What follows belongs to an exercise in optimizing a design on an open flow for small area; a production flow would make more cautious choices. No functional check of the RTL was part of this run. No activity file was given, so power comes from the tool's default toggle rates.

File: run.sh
#!/bin/bash
# synth_recipe.tcl (not shown) runs the flow's synth.tcl, then flattens the netlist and writes it again
# the make line also repeats each setting of config.mk as NAME=value (left out here)
make -C /OpenROAD-flow-scripts/flow DESIGN_CONFIG=/design/flow/config.mk WORK_HOME=/design/flow/orfs CLKGATE_MAP_FILE= SYNTH_SCRIPT=/design/flow/synth_recipe.tcl finish
File: config.mk
export PLATFORM = sky130hd
export DESIGN_NAME = motor_control
export DESIGN_NICKNAME = motor_control
export VERILOG_FILES = /design/flow/design.v
export SDC_FILE = /design/flow/constraint.sdc
export NUM_CORES = 4
export LEC_CHECK = 0
export CAP_MARGIN = 20
export CORE_MARGIN = 2
export CORE_UTILIZATION = 40
export PLACE_DENSITY = 0.6
export SLEW_MARGIN = 20
File: constraint.sdc
create_clock -name core_clock -period 10.0 [get_ports {clk}]
set_input_delay 2.0000 -clock core_clock [delete_from_list [all_inputs] [get_ports {clk}]]
set_output_delay 2.0000 -clock core_clock [all_outputs]
set_load 0.01 [all_outputs]
File: design.v
module motor_control(
reverse_en,
clk,cpu_done,
reset,
forward_en,right_en,left_en,
left1,
center1,
right1,
prev_forward_en,prev_right_en,prev_left_en,prev_reverse_en,present_node,past_node,future_node,
a,b,c,d,
off,jreset,green_en,node_update,Y
);
input cpu_done;
input [4:0] present_node,past_node,future_node;
input forward_en,right_en,left_en,reverse_en;
input prev_forward_en,prev_right_en,prev_left_en,prev_reverse_en;
input clk;
input reset;
input [11:0] left1;
input [11:0] right1;
input [11:0] center1;
output green_en;
output reg node_update;
output reg jreset;
output reg off;
output reg a,b,c,d;
output reg [2:0] Y;
assign green_en = 1'b0;
wire st_hi = ~Y[2];                  
wire isF = st_hi & ~Y[1] & ~Y[0];
wire isL = st_hi & ~Y[1] &  Y[0];
wire isR = st_hi &  Y[1] & ~Y[0];
wire isS = st_hi &  Y[1] &  Y[0];
wire isJ = Y[2] & ~Y[0];
wire isI = Y[2] &  Y[0];
wire u1 = left1   > 12'd1000;
wire u2 = center1 > 12'd1000;
wire u3 = right1  > 12'd1000;
wire [2:0] sensor = {u1,u2,u3};
wire [14:0] tri_in = {past_node, present_node, future_node};
reg [4:0] P;
wire p1  = (P <= 5'd1);
wire p50 = (P <= 5'd6);
wire p75 = (P <= 5'd8);
reg [21:0] C;
reg sr;                                   
reg [22:0] s19;                           
wire satS   = &{C[19],C[16],C[14],C[13],C[12],C[11],C[8],C[0]};       
wire le600  = (C[19:0] <= 20'd600800);
wire c_pos  = ~off & ~jreset;                                        
wire stopA  = c_pos & ~satS;              
wire stopB  = c_pos & le600;              
wire lt19   = ~&{s19[22],s19[19],s19[18],s19[14],s19[11],s19[9],s19[8],s19[6]};  
wire incJ   = reverse_en & ~sr;
wire termJ  = incJ & (&{C[21],C[20],C[19],C[17],C[16],C[15],C[12],C[11],C[9],C[7],C[6],C[3],C[0]});  
wire stayJ  = ~sr & (jreset | reverse_en) & ~termJ;
reg [2:0] Yn;
always @* begin
	Yn = Y;
	if (isJ) begin
		if (!stayJ) begin
			if (sensor == 3'b000) Yn = 3'd3;
			else if (sensor == 3'b010) Yn = 3'd0;
		end
	end else if (!isI || cpu_done) begin
		case (sensor)
		3'b000: if (!isI) Yn = 3'd3;
		3'b010: Yn = 3'd0;
		3'b100, 3'b110: Yn = 3'd1;
		3'b001, 3'b011: Yn = 3'd2;
		3'b111: if (!isI) Yn = 3'd4;
		default: ;
		endcase
	end
end
wire stayS = isS & (sensor == 3'b000 || sensor == 3'b101);
wire cnt_run = stayS | (isJ & stayJ);
wire cnt_inc = isS ? ~satS : incJ;
wire trip19 = (past_node==5'd0+(20) && present_node==5'd0+(19) && future_node==5'd0+(18)) | (past_node==5'd0+(8) && present_node==5'd0+(12) && future_node==5'd0+(13));
reg hold;
reg [3:0] m;       
reg pw;            
always @* begin
	hold = 1'b0; m = 4'b0000; pw = p50;
	if (isF) begin
		m = 4'b1010;
		if ((present_node==5'd20 && future_node==5'd21) ||
		    (present_node==5'd21 && future_node==5'd22) ||
		    (present_node==5'd21 && future_node==5'd23) ||
		    (present_node==5'd8  && future_node==5'd9)  ||
		    (present_node==5'd9  && future_node==5'd10) ||
		    (present_node==5'd9  && future_node==5'd11)) pw = p1;
	end else if (isL) begin
		m = 4'b0010;
	end else if (isR) begin
		m = 4'b1000;
	end else if (isJ) begin
		if (reverse_en) begin m = 4'b1001; pw = p75; end
		else if (forward_en) m = 4'b1010;
		else if (left_en) begin
			if ((past_node==5'd0+(29) && present_node==5'd0+(20) && future_node==5'd0+(21)) | (past_node==5'd0+(28) && present_node==5'd0+(26) && future_node==5'd0+(27)) | (past_node==5'd0+(21) && present_node==5'd0+(20) && future_node==5'd0+(19)) | (past_node==5'd0+(6) && present_node==5'd0+(4) && future_node==5'd0+(5)) |
			    (past_node==5'd0+(16) && present_node==5'd0+(14) && future_node==5'd0+(15)) | (past_node==5'd0+(7) && present_node==5'd0+(8) && future_node==5'd0+(12)) | (past_node==5'd0+(18) && present_node==5'd0+(16) && future_node==5'd0+(17)) | (past_node==5'd0+(12) && present_node==5'd0+(8) && future_node==5'd0+(9)) | (past_node==5'd0+(8) && present_node==5'd0+(12) && future_node==5'd0+(13)))
				m = 4'b0110;
			else m = 4'b0010;
		end else if (right_en) begin
			if ((past_node==5'd0+(21) && present_node==5'd0+(20) && future_node==5'd0+(29)) | (past_node==5'd0+(12) && present_node==5'd0+(19) && future_node==5'd0+(20)) | (past_node==5'd0+(12) && present_node==5'd0+(8) && future_node==5'd0+(7)) | (past_node==5'd0+(20) && present_node==5'd0+(19) && future_node==5'd0+(18)) |
			    (past_node==5'd0+(13) && present_node==5'd0+(12) && future_node==5'd0+(8)) | (past_node==5'd0+(19) && present_node==5'd0+(20) && future_node==5'd0+(21)) | (past_node==5'd0+(9) && present_node==5'd0+(8) && future_node==5'd0+(12)))
				m = 4'b1001;
			else m = 4'b1000;
		end else hold = 1'b1;
	end else if (isS) begin
		if (reverse_en) begin m = 4'b0110; pw = p75; end
		else if (forward_en) begin
			if ((past_node==5'd0+(22) && present_node==5'd0+(21) && future_node==5'd0+(20)) | (past_node==5'd0+(18) && present_node==5'd0+(16) && future_node==5'd0+(14)) | (past_node==5'd0+(3) && present_node==5'd0+(2) && future_node==5'd0+(1)) | (past_node==5'd0+(6) && present_node==5'd0+(7) && future_node==5'd0+(8)) | (past_node==5'd0+(16) && present_node==5'd0+(14) && future_node==5'd0+(13)) |
			    (past_node==5'd0+(20) && present_node==5'd0+(21) && future_node==5'd0+(23)) | (past_node==5'd0+(1) && present_node==5'd0+(2) && future_node==5'd0+(8)) | (past_node==5'd0+(8) && present_node==5'd0+(9) && future_node==5'd0+(10)) | (past_node==5'd0+(11) && present_node==5'd0+(9) && future_node==5'd0+(8)))
				m = 4'b1001;
			else if (((past_node==5'd0+(13) && present_node==5'd0+(12) && future_node==5'd0+(19)) | (past_node==5'd0+(18) && present_node==5'd0+(19) && future_node==5'd0+(12)) | (past_node==5'd0+(20) && present_node==5'd0+(19) && future_node==5'd0+(12))) & ~stopA)
				m = 4'b1000;
			else m = 4'b0110;
		end else if (left_en) begin
			if ((past_node==5'd0+(16) && present_node==5'd0+(14) && future_node==5'd0+(15)) | (past_node==5'd0+(21) && present_node==5'd0+(20) && future_node==5'd0+(19)) | (past_node==5'd0+(6) && present_node==5'd0+(4) && future_node==5'd0+(5))) m = 4'b1000;
			else if ((past_node==5'd0+(8) && present_node==5'd0+(12) && future_node==5'd0+(13)) & ~lt19) m = 4'b1001;
			else m = 4'b0110;
		end else if (right_en) begin
			if ((past_node==5'd0+(12) && present_node==5'd0+(19) && future_node==5'd0+(20))) m = 4'b0010;
			else if ((past_node==5'd0+(12) && present_node==5'd0+(8) && future_node==5'd0+(7)) | (past_node==5'd0+(19) && present_node==5'd0+(20) && future_node==5'd0+(21))) m = 4'b0110;
			else if ((past_node==5'd0+(8) && present_node==5'd0+(12) && future_node==5'd0+(19))) m = stopB ? 4'b0110 : 4'b1000;
			else if ((past_node==5'd0+(20) && present_node==5'd0+(19) && future_node==5'd0+(18))) m = lt19 ? 4'b1001 : 4'b0110;
			else m = 4'b1001;
		end else hold = 1'b1;
	end
end
always @(posedge clk) begin
	if (reset) begin
		Y <= 3'd5;
		P <= 5'd0;
		s19 <= 23'd1;
		{a,b,c,d} <= 4'b0000;
		off <= 1'b0;
		jreset <= 1'b0;
		node_update <= 1'b0;
	end else begin
		Y <= Yn;
		P <= P + 5'd1;
		if (!hold) {a,b,c,d} <= m & {4{pw}};
		off <= isF | isL | isR;
		jreset <= isJ;
		node_update <= st_hi & (sensor == 3'b111);
		if (isJ) s19 <= 23'd0;
		else if (st_hi & trip19 & lt19) s19 <= s19 + 23'd1;
	end
	if (isF | isI) sr <= 1'b0;
	else if (isJ & ~stayJ) sr <= 1'b1;
	C <= cnt_run ? C + {21'd0, cnt_inc} : 22'd0;
end
endmodule
Figure 1. Wires at chosen ports, followed through buffers.
(6 px per µm)
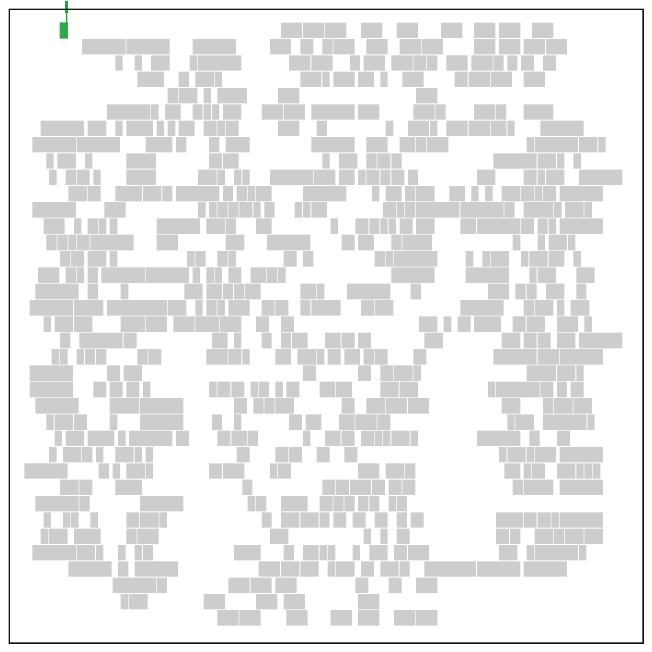
Key: green = `green_en` [bits 1, direction output, end cells 1, wire 2.20 µm]

Figure 2. Clock tree branches.
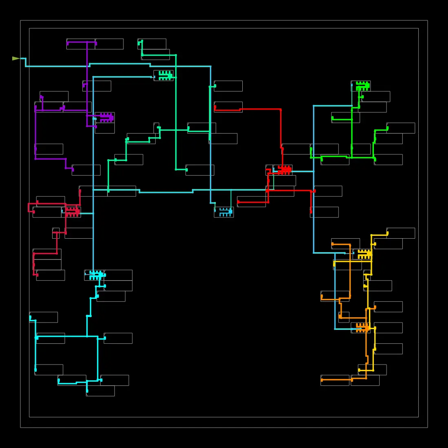
Clock Sinks: 61
FFs & Latches: 61

Figure 3. The metal 3 layer.
(6 px per µm)
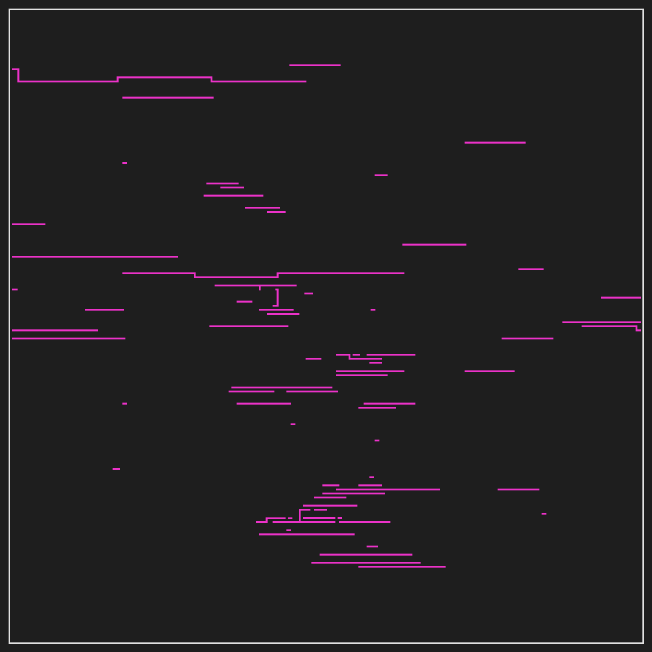
50 nets have wire on it. The layer carries 590 µm of wire. The longest straight run is 27.4 µm.

Figure 4. Routed metal, one colour a layer.
(4 px per µm)
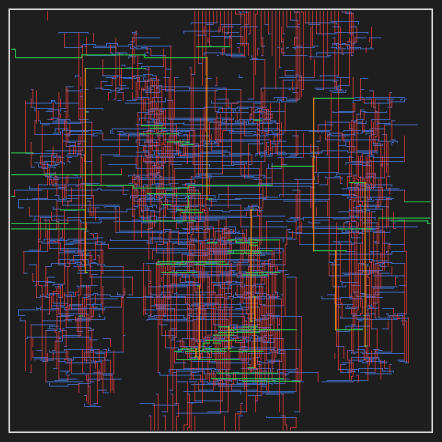
Key: green = metal 3 [wire length 590 µm]; red = metal 2 [wire length 5640 µm]; blue = metal 1 [wire length 5140 µm]; orange = metal 4 [wire length 256 µm]
all-layer global routing usage: 21.71%
DR vias: 4235
routed len/inst: 15.84 µm
Post-Route WL: 11.63 mm

Figure 5. Gate families picked out.
(4 px per µm)
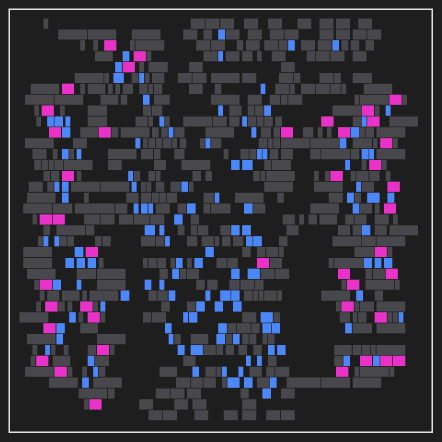
Key: magenta = xor and xnor cells [cells 42, where spread over the die]; blue = nand cells [cells 124]

==> qor.txt <==
Area post-placement: 4861 µm²
Most frequent cells in the layout: nor2_1, clkdlybuf4s50_1, dfxtp_1
Met3 WL post-DR: 589 µm
Yosys reg bits: 61
Max_slew headroom: 50.01%
Max frequency: 0.2104 GHz
Area of the multi-input gates: 2731 µm²
Actual slew at the worst max-slew pin: 748.0 ps
Fill cell count: 989
Top area cells in the synthesized netlist: dfxtp_1, nor2_1, xor2_1, nand3_1, nand4_1
Layout Utilization: 49.70%
Crit-path leading delay family: simple AND/OR/NAND/NOR gates
Yosys cell types: 67
Post-synth EDFFs: 0
Postcts setup bufs: 0
Status: timing/DRC/antenna clean
Initial antenna violation count: 0
Resize count post-CTS: 0
Top layer in use: met4
Worst hold slack: 486.5 ps
Critical Path RT: 10270 ps
DRC Markers: 0
Worst hold endpoint: s19[5]$_SDFFE_PP0P_
Wl on met1: 5.141 mm
Area share of the largest cell type after synthesis: 29.69%
Worst r2r src: Y[2]$_SDFFE_PP1P_
CP peak stage delay: 720 ps
Register area share after synthesis: 29.69%
HPWL Detailed: 8.641 mm
Met3 Resource Use GR: 5.009%
Hold crit path type: reg -> reg
Crit Path Class: in -> reg
Yosys top cell by area: dfxtp_1
CP Max Fanout: 13
Vias in the first global route: 4028
# port buffers: 67
Power Dens Cells: 136.5 nW/µm²
RSZ-0062 raised after global routing: no
Fraction of the cycle the final worst path needs: 47.53%
Buffers excl. clock: 68
FF/Latch Area: 1221 µm²
Fin area: 5039 µm²
First-pass GRT wire length: 19.55 mm
Die height: 105.4 µm
Clock buf/inv share: 3.526%
Die ar.: 11110 µm²
Multi-input combinational area share: 54.21%
Placeable Area: 10140 µm²
Layout clock buffer count: 12
Share of cells above drive strength 1: 4.849%
Pwr Total: 688.0 µW
Most frequent cell after synthesis: nor2_1
Slew Viols, Final: 0
Die Wd: 105.4 µm
Tapcell Cnt: 136
Buffer share of cell area: 13.46%
Final GP Congestion: 0.9371
Met2 WL: 5.637 mm
Max clock buf depth: 2
Post-DRT Antenna Nets: 0
Drt via density: 5.770
Post-route minimum period: 4753 ps
Critical Path AT: 5020 ps
Commonest non-fill, non-tap cell in the layout: nor2_1
CTS H-tree depth: 3
Largest net degree at the start of global routing: 23
Cell area after synthesis: 4113 µm²
Synth-to-Final Area Change: 22.51%
Slowest-stage cell, CP: clkdlybuf4s50_1
Register share of the cell area: 24.24%
Reg-to-reg slack, setup: 6800 ps
Nets: 661
# IOs: 73
Final Skew: 12.91 ps
Worst R2R Path Depth: 11
GR peak layer: met2
Initial Utilization: 40.57%
Antenna fix cells: 0
Max-cap violations: 0
Yosys warns: 1
Hold Crit Depth: 2
Setup TNS: 0 ps
Inverters: 16
Reg clk slew, reported paths: 70 ps
Syn_nets: 604
Post-synthesis cell count: 536
Hold bufs inserted after CTS: 0
Rows: 37
Crit path capture type: flip-flop
Maximum VDD drop: 0.00008579 V
Post-synth top cells: nor2_1, dfxtp_1, nand2_1
Routing usage on met2: 35.62%
Final setup violation count: 0
Final WS setup: 5247 ps
Crit-path cells: clkdlybuf4s50_1 > nor4b_4 > and4_1 > nand4_1 > a2111o_1 > or3_1 > a21oi_1
Post-synthesis async set-or-reset flop share: 0%
Worst Min Path Start: s19[5]$_SDFFE_PP0P_
Pre-CTS setup slack: 4877 ps
Startpoint Class: input pin
DRT iter0 DRCs: 328
Post-synth top flop: dfxtp_1
Worst R2R End: C[20]$_SDFF_PN0_
cell families after synthesis:
logic type | synth area share [%]
and+or+nand+nor | 38.88
AOI/OAI and AO/OA | 15.67
muxes | 1.004
adders and majority gates | 1.825
DFF | 29.69
buffers and inverters | 3.894
other | 0.09118
xor gates and xnor gates | 8.944
power by group:
group | switching [µW] | total, µW | internal (µW)
clock network | 99.2 | 201 | 102
logic | 110 | 197 | 87.0
registers | 28.8 | 290 | 261
how the worst max path moves through the flow:
| stage | endpoint | slack, ps | startpoint | depth (start not counted) |
|---|---|---|---|---|
| 5_1_grt | C[20]$_SDFF_PN0_ | 5080 | reverse_en | 11 |
| 6_report | s19[10]$_SDFFE_PP0P_ | 5250 | past_node[2] | 7 |
| 3_5_place_dp | C[20]$_SDFF_PN0_ | 4880 | reverse_en | 11 |
| 4_1_cts | C[20]$_SDFF_PN0_ | 5250 | reverse_en | 11 |
| 3_3_place_gp | C[20]$_SDFF_PN0_ | 4880 | reverse_en | 11 |
| 2_1_floorplan | C[18]$_SDFF_PN0_ | 5760 | reverse_en | 11 |
state kept, by name, summed over array words and instances (netlist names), 3 cells and up:
| register | flops |
|---|---|
| P | 5 |
| C | 22 |
| s19 | 23 |
| Y | 3 |

[afterwards: timing with drivers on the ports]
Ports are ideal in the flow. The routed layout listed here was re-timed in OpenROAD. Step 1 assumes that a clkbuf_16 drives the clock port and a buf_2 every other input. Step 2 also shifts input and output timing later by t, the mid clock arrival at the registers, as if the neighbouring blocks saw the same clock. Three values: ideal, step 1, step 2; two values: the first two.
t, ns: 0.386
setup WS [ns]: 5.247 / 5.248 / 4.862
worst hold slack (ns): 0.486 / 0.486 / 0.486
After both steps setup and hold are still met in this run. For this run, drivers alone change the setup slack by +0.001 ns; drivers and shift together by -0.385 ns.
